This is an optimization exercise on Yosys and OpenROAD, whose aim is small area, not a production implementation. RTL that was checked went through simulation tests only; none was proved equivalent to the original. Some runs may be left out. An edit can pass the tests and still lose a function that they never use. For run 3, only the layout was checked, not whether the RTL still works.

==> flow/design.v, too long to show whole: its modules and the start of the top module <==
// module dsp_top: 204 lines
// module dsp_fa: 4 lines
// module dsp_ha: 4 lines
// module dsp_xnor: 3 lines
// module dsp_nor: 3 lines
// module dsp_xor: 3 lines
// module dsp_or: 3 lines
// module dsp_aoi3: 3 lines
// module dsp_ao: 3 lines
// module dsp_oa: 3 lines
// module dsp_sop0: 4927 lines
// module dsp_sop1: 4994 lines
// module dsp_addsub16: 82 lines
module dsp_top #(
  parameter DATA_WIDTH = 16,
  parameter COEF_WIDTH = 16,
  parameter MAX_TAPS   = 8,
  parameter IIR_SECTIONS = 2,
  parameter FFT_N      = 8
)(
  input  logic clk,
  input  logic rst_n,
  input  logic [1:0] mode,
  input  logic signed [DATA_WIDTH-1:0] din_real,
  input  logic signed [DATA_WIDTH-1:0] din_imag,
  input  logic                         din_valid,
  output logic                         din_ready,
  output logic signed [DATA_WIDTH-1:0] dout_real,
  output logic signed [DATA_WIDTH-1:0] dout_imag,
  output logic                         dout_valid,
  input  logic                         fir_coeff_wr_en,
  input  logic [$clog2(MAX_TAPS)-1:0]  fir_coeff_index,
  input  logic signed [COEF_WIDTH-1:0] fir_coeff_value,
  input  logic                         iir_coeff_wr_en,
  input  logic [$clog2(IIR_SECTIONS)-1:0] iir_section_index,
  input  logic [2:0]                   iir_coeff_sel,
  input  logic signed [COEF_WIDTH-1:0] iir_coeff_value,
  input  logic start,
  output logic done
);
  // ...
==> flow/run.sh <==
#!/bin/bash
# synth_recipe.tcl (not shown) runs the flow's synth.tcl, then flattens the netlist and writes it again
# the make line also repeats each setting of config.mk as NAME=value (left out here)
make -C /OpenROAD-flow-scripts/flow DESIGN_CONFIG=/design/flow/config.mk WORK_HOME=/design/flow/orfs CLKGATE_MAP_FILE= SYNTH_SCRIPT=/design/flow/synth_recipe.tcl finish
==> flow/config.mk <==
export PLATFORM = sky130hd
export DESIGN_NAME = dsp_top
export DESIGN_NICKNAME = dsp_top
export VERILOG_FILES = /design/flow/design.v
export SDC_FILE = /design/flow/constraint.sdc
export NUM_CORES = 4
export LEC_CHECK = 0
export CAP_MARGIN = 10
export CELL_PAD_IN_SITES_DETAIL_PLACEMENT = 2
export CELL_PAD_IN_SITES_GLOBAL_PLACEMENT = 2
export CORE_MARGIN = 2
export CORE_UTILIZATION = 30
export CTS_BUF_LIST = sky130_fd_sc_hd__clkbuf_16
export CTS_CLUSTER_DIAMETER = 100
export CTS_CLUSTER_SIZE = 24
export SLEW_MARGIN = 10
export SYNTH_HIERARCHICAL = 1
==> flow/constraint.sdc <==
create_clock -name core_clock -period 26.0 [get_ports {clk}]
set_input_delay 5.2000 -clock core_clock [delete_from_list [all_inputs] [get_ports {clk}]]
set_output_delay 5.2000 -clock core_clock [all_outputs]
set_load 0.01 [all_outputs]
Run 1, placement view:
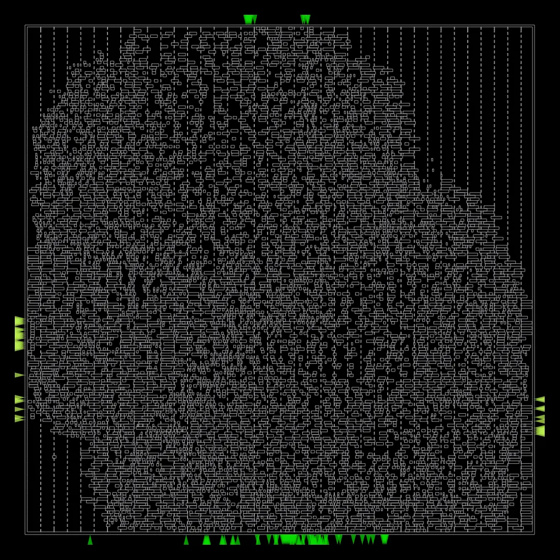
Fillers: 28,410
Seq/total area: 0.2657
tap cells: 3,589
final std cells w/o fill: 10,270
core box area: 272,900 sq um

Run 1, ports around the boundary:
Scale bar: 200 microns. Pins as bars across the die edge, other pins in gray.
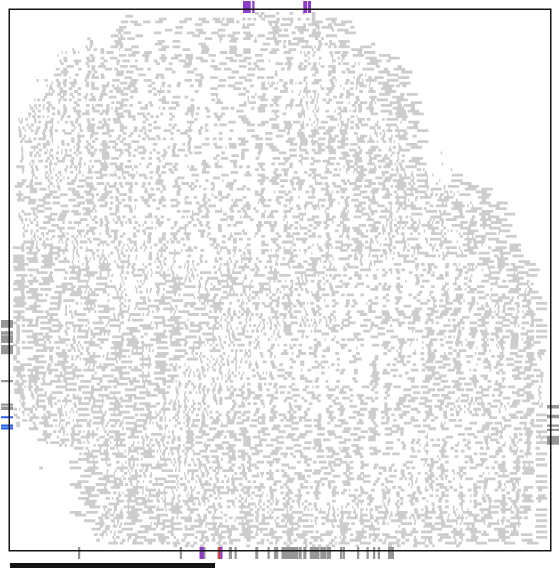
color	port	pins	direction	edge
red	iir_coeff_wr_en	1	input	south
blue	fir_coeff_index	3	input	west
purple	din_real	16	input	12 north, 4 south
all pins by edge	65 south, 25 west, 12 north, 12 east

Run 1, selected gate families:
Scale bar: 200 microns.
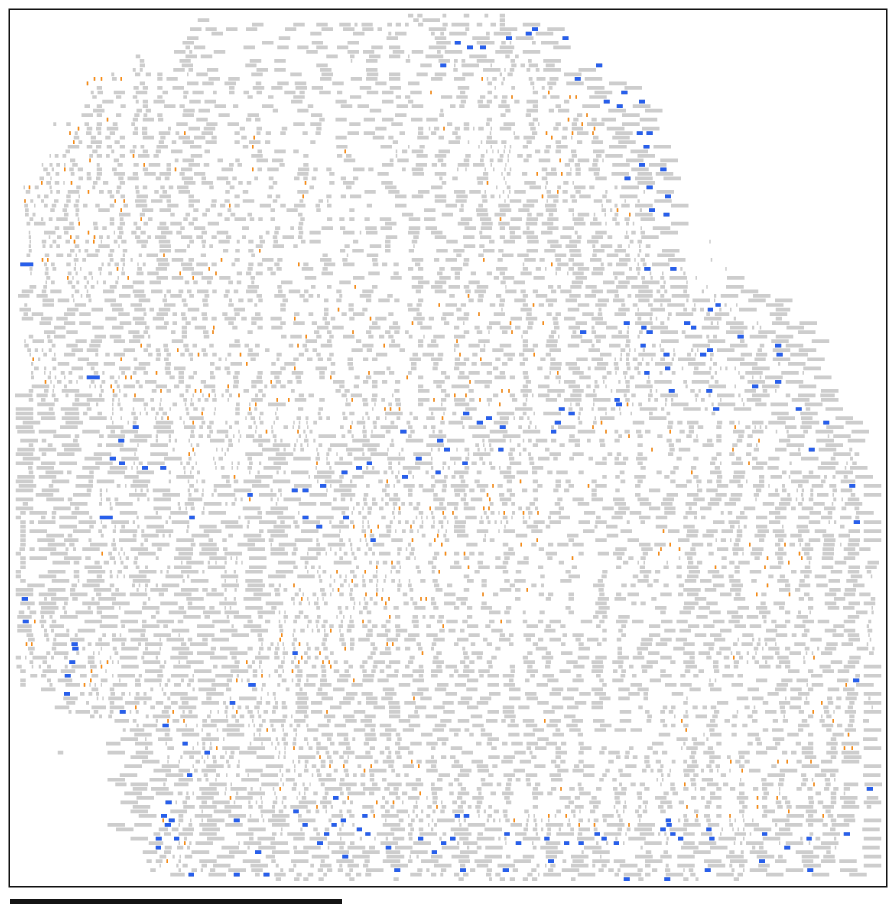
color	family	cells	most used	where
blue	multiplexers	167	mux2_2	all over the die
orange	inverters	322	inv_1	all over the die

==> results.cfg, run 1 <==
[timing]
fin_skew_ns = 0.06339
whs_ns = 0.4008
fmax_ghz = 0.03939
rsz0062_at_grt = no
final_hold_viol_count = 0
finalCritPeriodShare = 0.9763
worstMarginPinSlew_ns = 1.407
slew_violations = 0
tns_ns = 0
worst_slack_ns = 0.6151

[placed_design]
pre_cts_ws_ns = 0.4160
dpl.hpwl_microns = 386100
gp_congestion = 1.029
port_buffers = 113

[global_routing]
antenna_found_initial = 38
grt.total_usage = 0.3316
grt_pass1_wl_microns = 636900
grt_overflow = 0

[setup_path]
critical_path.max_stage_delay_ns = 0.78
cp-end-kind = register
cpMostUsedCell = fa_1
cp_max_fo = 52
slowest_stage = xor2_1
cp_num_buf_inv = 8
worstPathRequired_ns = 26.62
cp.arrival_ns = 26.01

[die]
ioPinCount = 114
die_w_microns = 527.0
initial_core_util = 0.3007
die-area_sq_um = 277700
num_rows = 192

[clock_tree]
postCtsHoldBufs = 0
cts-buffers-inserted = 53
numClockSinks = 820
ctsResizeCount = 0
clk_latency_ns = 0.78
post-cts-setup-buffers = 0
tritoncts = done
cts.clk_slew.worst_paths_ns = 0.10
htreeDepth = 2

[route]
wl_per_cell_microns = 46.19
drtAntennaViolNets = 0
wirelength_microns = 474300
drc = 0
drt_first_iter_violations = 16986
vias = 70370
first_pass_iters = 17

[logic_synthesis]
syn_avg_cell_area_sq_um = 13.16
syn_inst = 6236
synth_warnings = 39
syn-cell-area_sq_um = 82050

[hold_path]
hold_class = reg -> reg

[run_status]
status = finished clean

[final_layout]
nets = 8126
[run 1: metal layers]
metal  wire length (microns)  global-route usage  vias to the layer above
li1                        -                   -                    25881
met1                  192200              0.4548                    38431
met2                  197100              0.4757                     5165
met3                   54100             0.08979                      859
met4                   30320              0.1708                       34
met5                     617             0.01195                        -
[run 1: area by class of cell]
cell class,count,area (sq um),share of cell area
diodes,13,32.53,0.0003559
clock inverters,37,461.7,0.005051
clock buffers,54,1351,0.01478
repair buffers,458,3744,0.04096
flip-flops and latches,820,24290,0.2657
well taps,3589,4491,0.04913
multi-input cells,4977,55830,0.6108
inverters,322,1209,0.01322
[run 1: per-stage QoR]
| step | instances | instance area (sq um) | utilization |
|---|---|---|---|
| 4_1_cts | 10256 | 91360 | 0.3348 |
| 3_3_place_gp | 10165 | 89540 | 0.3281 |
| 6_report | 10270 | 91410 | 0.3349 |
| 5_1_grt | 10258 | 91380 | 0.3348 |
| 3_5_place_dp | 10165 | 89540 | 0.3281 |
| 2_1_floorplan | 6311 | 82340 | - |
==> inputs of run 2 (changes only) <==
==> flow/config.mk (replaced) <==
export PLATFORM = sky130hd
export DESIGN_NAME = dsp_top
export DESIGN_NICKNAME = dsp_top
export VERILOG_FILES = /design/flow/design.v
export SDC_FILE = /design/flow/constraint.sdc
export NUM_CORES = 4
export LEC_CHECK = 0
export CAP_MARGIN = 5
export CELL_PAD_IN_SITES_DETAIL_PLACEMENT = 1
export CELL_PAD_IN_SITES_GLOBAL_PLACEMENT = 1
export CORE_MARGIN = 2
export CORE_UTILIZATION = 45
export CTS_BUF_LIST = sky130_fd_sc_hd__clkbuf_16
export CTS_CLUSTER_DIAMETER = 100
export CTS_CLUSTER_SIZE = 28
export SLEW_MARGIN = 5
export SYNTH_HIERARCHICAL = 1
Run 2, ports around the boundary:
Scale bar: 100 microns. Pins as bars across the die edge, other pins in gray.
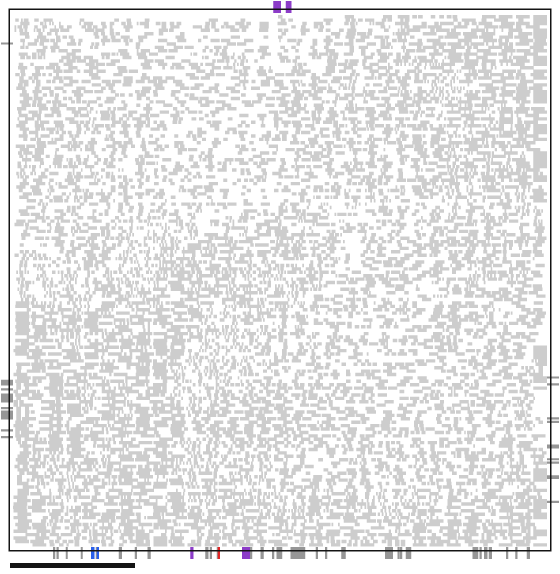
port bufs: 113
height of the die: 431.0 microns
Die Wd: 431.0 microns

Run 2, placement view:
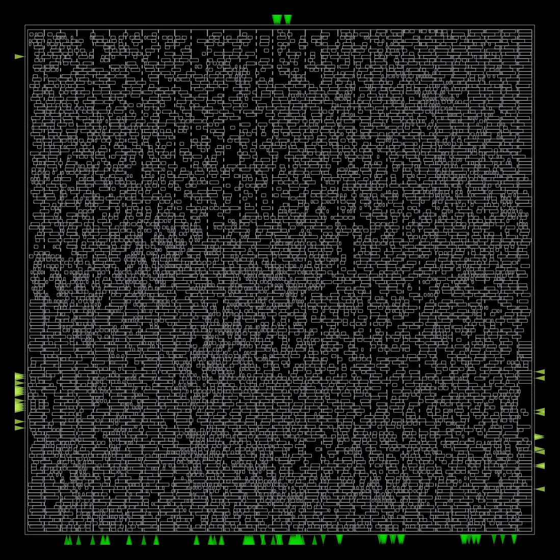
Seq/total area: 0.2719
core box area: 180,900 sq um
final std cells w/o fill: 9,018

==> run 2 against run 1 <==
  * Still clean on timing, DRC and antenna
  * Hold slack got worse by 0.043 ns
  * Flip-flop and latch count unchanged
  * Utilization rose by 16 points
  * Clock skew rose by 0.027 ns
  * Fmax up 2.9%
  * Critical endpoint unchanged
  * Largest cell class unchanged
  * Highest routed layer unchanged
==> results.cfg, run 2 <==
[route]
vias = 71544
via_per_inst = 7.933
wl_per_cell_microns = 48.83
first_pass_iters = 28
drc = 0
wirelength_microns = 440400
drt_first_iter_violations = 18515
drtAntennaViolNets = 0

[timing]
slew_violations = 0
fin_skew_ns = 0.08990
setup_viol = 0
fmax_ghz = 0.04054
rsz0062_at_grt = no
final_hold_viol_count = 0
whs_ns = 0.3583
finalCriticalPeriod_ns = 24.66
worst_slack_ns = 1.336
tns_ns = 0
finalCritPeriodShare = 0.9486
worstMarginPinSlew_ns = 1.304

[clock_tree]
tritoncts = done
ctsResizeCount = 0
clockBufferDepth = 3
post-cts-setup-buffers = 0
cts.clk_slew.worst_paths_ns = 0.11
clk_latency_ns = 0.75
postCtsHoldBufs = 0
htreeDepth = 2
numClockSinks = 820
cts-buffers-inserted = 42

[final_layout]
post-route-util = 0.4936
fillers = 18246
final_common_cell = fa_1
nets = 8104

[hold_path]
hold_class = reg -> reg
min_path_cells = 0

[setup_path]
cp-end-kind = register
worstPathRequired_ns = 26.58
critical_path.max_stage_delay_ns = 0.80
cp.arrival_ns = 25.25
cp-start-kind = input pin
cp_max_fo = 38
rr_worst_depth = 48
cpMostUsedCell = fa_1
slowest_stage = a211oi_2
cp_num_buf_inv = 4
regToRegSetupSlack_ns = 6.04

[logic_synthesis]
synth_warnings = 39
syn-cell-area_sq_um = 82050
syn_inst = 6236
syn_avg_cell_area_sq_um = 13.16

[die]
num_rows = 156
die-area_sq_um = 185800
initial_core_util = 0.4535
ioPinCount = 114

[placed_design]
placedCellCount = 8936
dpl.hpwl_microns = 347300
gp_congestion = 1.077
pre_cts_ws_ns = 1.343

[global_routing]
grt_overflow = 0
grt_pass1_wl_microns = 599100
antenna_found_initial = 32
grt.total_usage = 0.4667

[run_status]
status = finished clean
Run 2, selected gate families:
Scale bar: 100 microns.
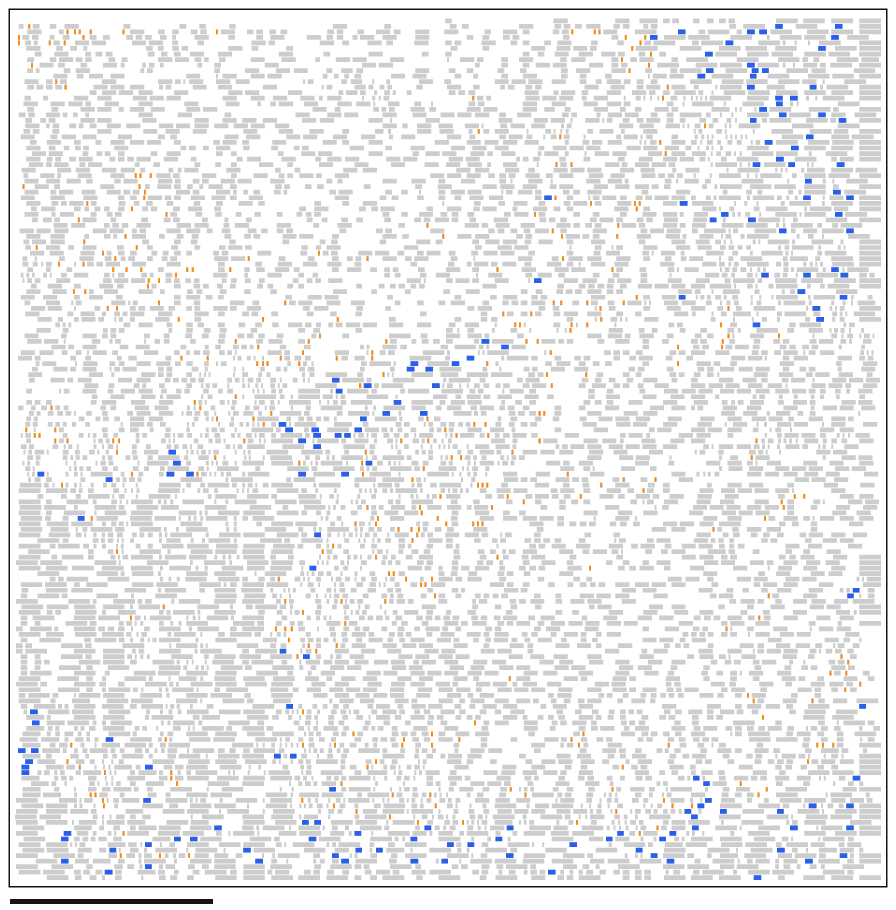
color	family	cells	most used	where
blue	multiplexers	167	mux2_2	all over the die
orange	inverters	322	inv_1	all over the die

[run 2: layout make-up]
type	count	area [sq um]	area share
diodes	13	32.53	0.0003642
clock buffers	42	1051	0.01177
clock inverters	27	357.8	0.004006
inverters	322	1209	0.01353
multi-input cells	4977	55780	0.6245
flip-flops and latches	820	24290	0.2719
well taps	2370	2965	0.03320
repair buffers	447	3636	0.04071
[run 2: per-layer routing]
layer | vias up | global-route usage | part of all wire
met5 | - | 0.002862 | 0.00078
met4 | 30 | 0.3060 | 0.085
met3 | 1465 | 0.1881 | 0.15
met2 | 6801 | 0.6485 | 0.40
met1 | 37427 | 0.5994 | 0.36
li1 | 25821 | - | -
[run 2: per-stage QoR]
stage	instance area, sq um
after floorplan	82340
after global placement	87870
after detailed placement	87880
final	89320
after global routing	89290
after CTS	89290
--- run 3: outline of the changes from run 2 ---
flow/design.v: 10236 -> 9275 lines; modules unchanged: 0
  dsp_top: edited, 204 -> 168 lines
  dsp_sop0: edited, 4927 -> 4473 lines
  dsp_sop1: edited, 4994 -> 4537 lines
  dsp_addsub16: edited, 82 -> 97 lines
  removed: dsp_fa, dsp_ha, dsp_xnor, dsp_nor, dsp_xor, dsp_or, dsp_aoi3, dsp_ao, dsp_oa
==> module dsp_addsub16 as of run 3 <==
module dsp_addsub16 (input logic [15:0] x, input logic [15:0] t, input logic s, output logic [15:0] y);
  logic w0;
  logic w1;
  logic w2;
  logic w3;
  logic w4;
  logic w5;
  logic w6;
  logic w7;
  logic w8;
  logic w9;
  logic w10;
  logic w11;
  logic w12;
  logic w13;
  logic w14;
  logic w15;
  logic w16;
  logic w17;
  logic w18;
  logic w19;
  logic w20;
  logic w21;
  logic w22;
  logic w23;
  logic w24;
  logic w25;
  logic w26;
  logic w27;
  logic w28;
  logic w29;
  logic w30;
  logic w31;
  logic w32;
  logic w33;
  logic w34;
  logic w35;
  logic w36;
  logic w37;
  logic w38;
  logic w39;
  logic w40;
  logic w41;
  logic w42;
  logic w43;
  logic w44;
  logic w45;
  logic w46;
  assign w0 = t[0] ^ s;
  assign w1 = x[0] ^ w0 ^ s;
  assign w2 = (x[0] & w0) | (x[0] & s) | (w0 & s);
  assign w3 = t[1] ^ s;
  assign w4 = x[1] ^ w3 ^ w2;
  assign w5 = (x[1] & w3) | (x[1] & w2) | (w3 & w2);
  assign w6 = t[2] ^ s;
  assign w7 = x[2] ^ w6 ^ w5;
  assign w8 = (x[2] & w6) | (x[2] & w5) | (w6 & w5);
  assign w9 = t[3] ^ s;
  assign w10 = x[3] ^ w9 ^ w8;
  assign w11 = (x[3] & w9) | (x[3] & w8) | (w9 & w8);
  assign w12 = t[4] ^ s;
  assign w13 = x[4] ^ w12 ^ w11;
  assign w14 = (x[4] & w12) | (x[4] & w11) | (w12 & w11);
  assign w15 = t[5] ^ s;
  assign w16 = x[5] ^ w15 ^ w14;
  assign w17 = (x[5] & w15) | (x[5] & w14) | (w15 & w14);
  assign w18 = t[6] ^ s;
  assign w19 = x[6] ^ w18 ^ w17;
  assign w20 = (x[6] & w18) | (x[6] & w17) | (w18 & w17);
  assign w21 = t[7] ^ s;
  assign w22 = x[7] ^ w21 ^ w20;
  assign w23 = (x[7] & w21) | (x[7] & w20) | (w21 & w20);
  assign w24 = t[8] ^ s;
  assign w25 = x[8] ^ w24 ^ w23;
  assign w26 = (x[8] & w24) | (x[8] & w23) | (w24 & w23);
  assign w27 = t[9] ^ s;
  assign w28 = x[9] ^ w27 ^ w26;
  assign w29 = (x[9] & w27) | (x[9] & w26) | (w27 & w26);
  assign w30 = t[10] ^ s;
  assign w31 = x[10] ^ w30 ^ w29;
  assign w32 = (x[10] & w30) | (x[10] & w29) | (w30 & w29);
  assign w33 = t[11] ^ s;
  assign w34 = x[11] ^ w33 ^ w32;
  assign w35 = (x[11] & w33) | (x[11] & w32) | (w33 & w32);
  assign w36 = t[12] ^ s;
  assign w37 = x[12] ^ w36 ^ w35;
  assign w38 = (x[12] & w36) | (x[12] & w35) | (w36 & w35);
  assign w39 = t[13] ^ s;
  assign w40 = x[13] ^ w39 ^ w38;
  assign w41 = (x[13] & w39) | (x[13] & w38) | (w39 & w38);
  assign w42 = t[14] ^ s;
  assign w43 = x[14] ^ w42 ^ w41;
  assign w44 = (x[14] & w42) | (x[14] & w41) | (w42 & w41);
  assign w45 = t[15] ^ s;
  assign w46 = x[15] ^ w45 ^ w44;
  assign y = {w46, w43, w40, w37, w34, w31, w28, w25, w22, w19, w16, w13, w10, w7, w4, w1};
endmodule
==> module dsp_top as of run 3 <==
module dsp_top #(
  parameter DATA_WIDTH = 16,
  parameter COEF_WIDTH = 16,
  parameter MAX_TAPS   = 8,
  parameter IIR_SECTIONS = 2,
  parameter FFT_N      = 8
)(
  input  logic clk,
  input  logic rst_n,
  input  logic [1:0] mode,
  input  logic signed [DATA_WIDTH-1:0] din_real,
  input  logic signed [DATA_WIDTH-1:0] din_imag,
  input  logic                         din_valid,
  output logic                         din_ready,
  output logic signed [DATA_WIDTH-1:0] dout_real,
  output logic signed [DATA_WIDTH-1:0] dout_imag,
  output logic                         dout_valid,
  input  logic                         fir_coeff_wr_en,
  input  logic [$clog2(MAX_TAPS)-1:0]  fir_coeff_index,
  input  logic signed [COEF_WIDTH-1:0] fir_coeff_value,
  input  logic                         iir_coeff_wr_en,
  input  logic [$clog2(IIR_SECTIONS)-1:0] iir_section_index,
  input  logic [2:0]                   iir_coeff_sel,
  input  logic signed [COEF_WIDTH-1:0] iir_coeff_value,
  input  logic start,
  output logic done
);
  localparam logic [1:0] S_IDLE = 2'd0, S_LOAD = 2'd1, S_COMP = 2'd2, S_OUT = 2'd3;
  wire m_fir = (mode == 2'd0);
  wire m_iir = (mode == 2'd1);
  wire m_fft = (mode == 2'd2);
  wire fir_acc = din_valid & m_fir;
  wire iir_acc = din_valid & m_iir;
  logic [15:0] h [0:7];      
  logic [15:0] sr [0:7];     
  logic [15:0] fir_q;
  logic        fir_v;
  for (genvar i = 0; i < 8; i++) begin : g_fir
    always_ff @(posedge clk or negedge rst_n) begin
      if (!rst_n) h[i] <= 16'd0;
      else if (fir_coeff_wr_en && fir_coeff_index == i) h[i] <= fir_coeff_value;
    end
    always_ff @(posedge clk or negedge rst_n) begin
      if (!rst_n) sr[i] <= 16'd0;
      else if (fir_acc) sr[i] <= (i == 0) ? din_real : sr[(i == 0) ? 0 : i-1];
    end
  end
  logic [15:0] cb0 [0:1], cb1 [0:1], cb2 [0:1], ca1 [0:1], ca2 [0:1];
  logic [15:0] x1, x2, y1a, y2a, y1b, y2b;
  logic        iir_v;
  for (genvar s = 0; s < 2; s++) begin : g_iirc
    always_ff @(posedge clk or negedge rst_n) begin
      if (!rst_n) begin
        cb0[s] <= 16'd4096; cb1[s] <= 16'd8192; cb2[s] <= 16'd4096;
        ca1[s] <= 16'd8192; ca2[s] <= 16'd4096;
      end else if (iir_coeff_wr_en && iir_section_index == s) begin
        case (iir_coeff_sel)
          3'd0: cb0[s] <= iir_coeff_value;
          3'd1: cb1[s] <= iir_coeff_value;
          3'd2: cb2[s] <= iir_coeff_value;
          3'd3: ca1[s] <= iir_coeff_value;
          3'd4: ca2[s] <= iir_coeff_value;
          default: ;
        endcase
      end
    end
  end
  logic [1:0]  st;
  logic [2:0]  cnt;           
  logic        done_q;
  logic [15:0] fr [0:7], fi [0:7];
  wire fft_acc = din_valid & m_fft & (st == S_LOAD);
  wire fft_rot = (st == S_OUT);
  always_ff @(posedge clk or negedge rst_n) begin
    if (!rst_n) begin
      st <= S_IDLE;
      cnt <= 3'd0;
      done_q <= 1'b0;
    end else begin
      case (st)
        S_IDLE: if (start) begin st <= S_LOAD; done_q <= 1'b0; end
        S_LOAD: if (fft_acc) begin
                  cnt <= cnt + 3'd1;
                  if (cnt == 3'd7) st <= S_COMP;
                end
        S_COMP: st <= S_OUT;
        S_OUT:  begin
                  cnt <= cnt + 3'd1;
                  if (cnt == 3'd7) begin st <= S_IDLE; done_q <= 1'b1; end
                end
      endcase
    end
  end
  for (genvar i = 0; i < 8; i++) begin : g_fft
    always_ff @(posedge clk) begin
      if (fft_acc || fft_rot) begin
        if (i == 0) begin
          fr[i] <= fft_acc ? din_real : fr[3];
          fi[i] <= fft_acc ? din_imag : fi[3];
        end else if (i == 4) begin
          fr[i] <= fft_acc ? fr[3] : fr[7];
          fi[i] <= fft_acc ? fi[3] : fi[7];
        end else begin
          fr[i] <= fr[(i == 0) ? 0 : i-1];
          fi[i] <= fi[(i == 0) ? 0 : i-1];
        end
      end
    end
  end
  logic [15:0] wr, wi;
  always_comb begin
    case (cnt[1:0])
      2'd0: begin wr = 16'h8000; wi = 16'h0000; end
      2'd1: begin wr = 16'h5A82; wi = 16'hA57E; end
      2'd2: begin wr = 16'h0000; wi = 16'h8000; end
      default: begin wr = 16'hA57E; wi = 16'hA57E; end
    endcase
  end
  wire md1 = mode[1];
  wire md0 = mode[0];
  logic [31:0] acc0, acc1;
  dsp_sop0 u_s0 (
    .a0(md1 ? wr : md0 ? cb0[0] : h[0]),                 .b0(md1 ? fr[3] : md0 ? din_real : sr[0]),
    .a1({16{~md1}} & (md0 ? cb1[0] : h[1])),             .b1(md0 ? x1 : sr[1]),
    .a2({16{~md1}} & (md0 ? cb2[0] : h[2])),             .b2(md0 ? x2 : sr[2]),
    .a3(md1 ? wi : md0 ? ca1[0] : h[3]),                 .b3(md1 ? fi[3] : md0 ? y1a : sr[3]),
    .a4({16{~md1}} & (md0 ? ca2[0] : h[4])),             .b4(md0 ? y2a : sr[4]),
    .sub(md1 | md0),
    .y(acc0)
  );
  dsp_sop1 u_s1 (
    .a0({16{~md1}} & (md0 ? cb0[1] : h[5])),             .b0(md0 ? acc0[31:16] : sr[5]),
    .a1(md1 ? wi : md0 ? cb1[1] : h[6]),                 .b1(md1 ? fr[3] : md0 ? y1a : sr[6]),
    .a2(md1 ? wr : md0 ? cb2[1] : h[7]),                 .b2(md1 ? fi[3] : md0 ? y2a : sr[7]),
    .a3({16{~md1 & md0}} & ca1[1]),                      .b3(y1b),
    .a4({16{~md1 & md0}} & ca2[1]),                      .b4(y2b),
    .e({32{m_fir}} & acc0),
    .y(acc1)
  );
  logic [15:0] xr_o, xi_o;
  dsp_addsub16 u_br (.x(fr[7]), .t(acc0[30:15]), .s(cnt[2]), .y(xr_o));
  dsp_addsub16 u_bi (.x(fi[7]), .t(acc1[30:15]), .s(cnt[2]), .y(xi_o));
  always_ff @(posedge clk) fir_q <= acc1[31:16];
  always_ff @(posedge clk or negedge rst_n) begin
    if (!rst_n) begin
      fir_v <= 1'b0;
      iir_v <= 1'b0;
    end else begin
      fir_v <= fir_acc;
      iir_v <= iir_acc;
    end
  end
  always_ff @(posedge clk or negedge rst_n) begin
    if (!rst_n) begin
      x1 <= 16'd0; x2 <= 16'd0; y1a <= 16'd0; y2a <= 16'd0; y1b <= 16'd0; y2b <= 16'd0;
    end else if (iir_acc) begin
      x1 <= din_real; x2 <= x1;
      y1a <= acc0[31:16]; y2a <= y1a;
      y1b <= acc1[31:16]; y2b <= y1b;
    end
  end
  wire fft_valid = (st == S_OUT) && (cnt != 3'd0);
  assign done       = done_q;
  assign din_ready  = ~md1 | (~md0 & (st == S_LOAD));
  assign dout_valid = m_fir ? fir_v : m_iir ? iir_v : m_fft ? fft_valid : 1'b0;
  assign dout_real  = md1 ? xr_o : md0 ? y1b : fir_q;
  assign dout_imag  = {16{md1}} & xi_o;
endmodule
==> flow/config.mk (replaced) <==
export PLATFORM = sky130hd
export DESIGN_NAME = dsp_top
export DESIGN_NICKNAME = dsp_top
export VERILOG_FILES = /design/flow/design.v
export SDC_FILE = /design/flow/constraint.sdc
export NUM_CORES = 4
export LEC_CHECK = 0
export CAP_MARGIN = 20
export CORE_MARGIN = 2
export CORE_UTILIZATION = 40
export SLEW_MARGIN = 20
Run 3, placement density heat map:
Scale bar: 200 microns. 26 x 26 tiles, from dark blue (low) to red (high), 0 to 100% covered.
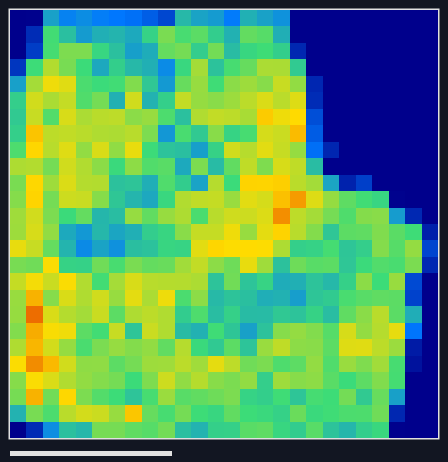
tiles over 75% full	3.7%
mean over tiles	46%
fullest tile	88%
emptiest ninth of the die	north-east

Run 3, selected gate families:
Scale bar: 200 microns.
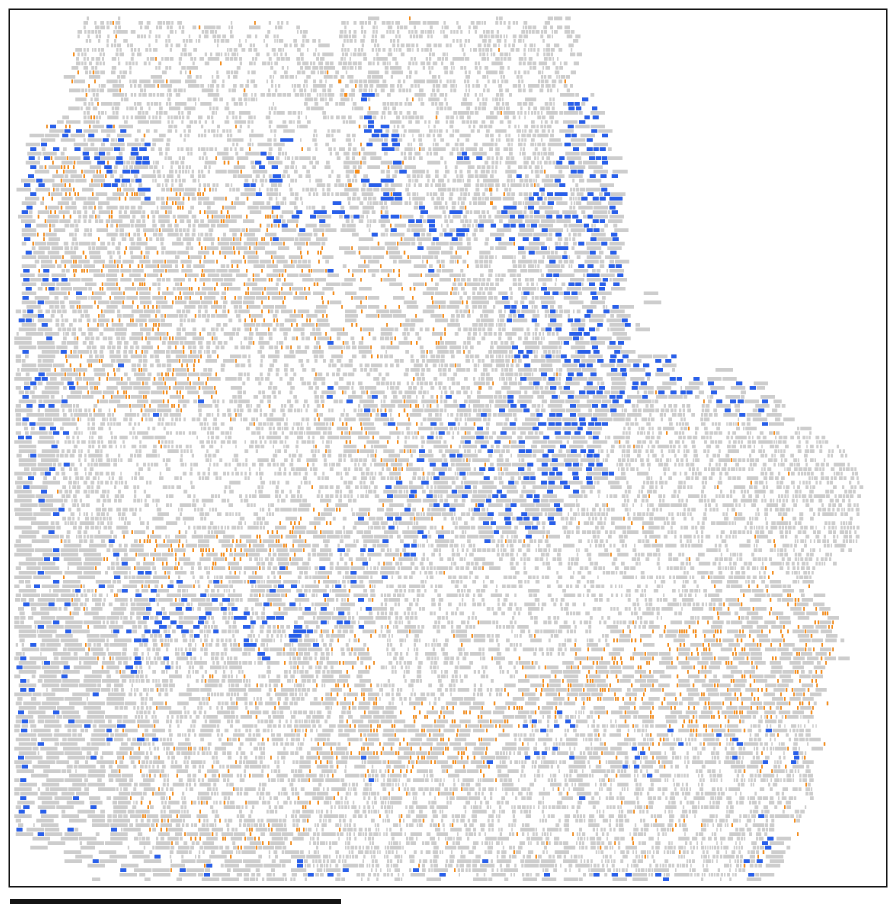
color	family	cells	most used	where
orange	inverters	1,549	inv_1	all over the die
blue	multiplexers	771	mux2_2	all over the die

==> run 3 against run 2 <==
  * Now fails the layout checks on setup timing
  * Final area rose by 49%
  * Routed wire length rose by 26%
  * Utilization fell by 0.79 points
  * First-iteration DRC count is 2.2% lower
  * Flip-flop and latch count fell by 28
  * Non-clock buffer count rose by 1912
  * Via count up 54%
  * Die area increased by 50%
  * Clock-buffer cell count rose by 79
  * Final cell count rose by 93%
  * Clock skew up 0.0030 ns
==> results.cfg, run 3 <==
[logic_synthesis]
synth_warnings = 19
synth_top_family_by_area = adder cells
syn_avg_cell_area_sq_um = 8.757
ys_top_cells_by_count = inv_1 (1,508), fa_1 (1,406), o21ai_0 (1,132)
ys_seq_elements = 792
yosysMostFrequentCell = inv_1
synthFlopType = dfrtp_1
syn-cell-area_sq_um = 110100
yosysSeqAreaShare = 0.1911
syn_inst = 12571
synth_compound_area_frac = 0.2412
yosys-top-cells-area = fa_1 (26%), dfrtp_1 (12%), edfxtp_1 (7.0%)
ys_types = 96

[run_status]
status = finished with violations
failed_layout_checks = setup timing

[clock_tree]
cts-buffers-inserted = 95
htreeDepth = 3
numClockSinks = 792
cts.clk_slew.worst_paths_ns = 0.06
tritoncts = done
clk_latency_ns = 0.84
clockBufferDepth = 3

[timing]
finalCritPeriodShare = 1.235
setup_viol = 17
fin_skew_ns = 0.09292
tns_ns = -59.05
rsz0062_at_grt = yes
final_hold_viol_count = 0
slew_violations = 0
worstMarginPinSlew_ns = 1.273
whs_ns = 0.3921
finalCriticalPeriod_ns = 32.11
fmax_ghz = 0.03115
worst_slack_ns = -6.105

[route]
drt_first_iter_violations = 18099
wl_per_cell_microns = 31.88
drtAntennaViolNets = 0
wirelength_microns = 555100
first_pass_iters = 12
drc = 0
vias = 110195
via_per_inst = 6.329

[setup_path]
cp_max_fo = 8
critical_path.max_stage_delay_ns = 0.60
rr_worst_depth = 81
regToRegSetupSlack_ns = 4.61
cp.arrival_ns = 26.91
cp-end-kind = output port
worstPathRequired_ns = 20.80
cpMostUsedCell = fa_2
cp_num_buf_inv = 19
cp-start-kind = input pin
slowest_stage = fa_1

[final_layout]
final_area_sq_um = 132900
stdcell_count = 17411
final_common_cell = buf_4
post-route-util = 0.4857
area_growth_syn_to_layout_pct = 20.73
nets = 15246

[hold_path]
min_path_cells = 0
hold_class = reg -> reg

[placed_design]
placedCellCount = 17178
dpl_cell_area_sq_um = 128300
pre_cts_ws_ns = -6.950
dpl.hpwl_microns = 451000
port_buffers = 113
gp_congestion = 1.102

[die]
die_h_microns = 528.6
die-area_sq_um = 279400
num_rows = 192
core_area_sq_um = 273600
initial_core_util = 0.4023
die_w_microns = 528.6
ioPinCount = 114

[global_routing]
antenna_found_initial = 58
grt.total_usage = 0.3900
grt_pass1_vias = 102364
grt_pass1_wl_microns = 781000
grt_overflow = 0
Run 3, I/O nets highlighted:
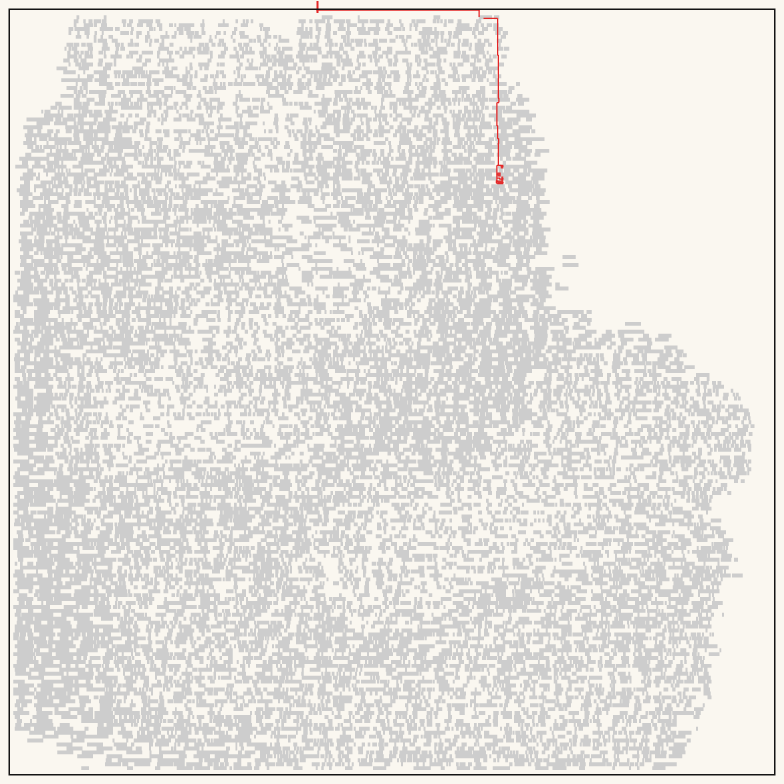
color	port	direction	end cells	buffers	wire
red	iir_coeff_wr_en	input	5	1	262 microns

[run 3: final cells by class]
type	count	area [sq um]
Timing Repair inverter	1	7.507
Clock inverter	59	765.7
Tap cell	3589	4491
Timing Repair Buffer	2359	19600
Clock buffer	121	2555
Sequential cell	792	21040
Multi-Input combinational cell	8904	78530
Antenna cell	38	95.09
Inverter	1548	5828
Fill cell	26191	140700
[run 3: routing by layer]
metal | share of wire | track usage | vias up
li1 | - | - | 46103
met4 | 0.063 | 0.1973 | 44
met2 | 0.40 | 0.5281 | 7785
met3 | 0.16 | 0.1662 | 1429
met1 | 0.38 | 0.5246 | 54834
met5 | 0.00063 | 0 | -
[run 3: timing repair]
item / 4_1_cts / 5_1_grt
gates resized for setup: 179 / 181
cloned: 2 / 4
endpoints found under the setup margin: 22 / 24
setup buffers: 5 / 6
pin swaps: 20 / 61
hold buffers: 0 / 0

-- afterwards: timing with drivers on the ports --
The results above use ideal ports. As a check the final layouts listed here were re-extracted and re-timed, cells and wires unchanged. Step 1 assumes that a clkbuf_16 drives the clock port and a buf_2 every other input. Step 2 times the ports against the registers' clock, not the clock port: input delays grow and output delays shrink by t, the midpoint of the rising clock arrivals with the driver on. Slacks: no drivers / after step 1 / after step 2; pairs: no drivers / after step 1.
| run | t, ns | slack for setup (ns) | latest minus earliest clock arrival (ns) | worst register clock-pin slew, ns | cell pins on the clock port's net |
|---|---|---|---|---|---|
| run 1 | 0.859 | 0.615 / 0.690 / -0.169 | 0.064 / 0.063 | 0.10 / 0.10 | 1 |
| run 2 | 0.802 | 1.336 / 1.385 / 0.583 | 0.092 / 0.092 | 0.12 / 0.12 | 1 |
| run 3 | 0.881 | -6.105 / -6.243 / -6.243 | 0.100 / 0.101 | 0.08 / 0.08 | 1 |
With both steps, setup timing fails in run 1, where it was met with ideal ports. For run 1, which loses most, drivers alone change the setup slack by +0.075 ns; drivers and shift together by -0.784 ns.
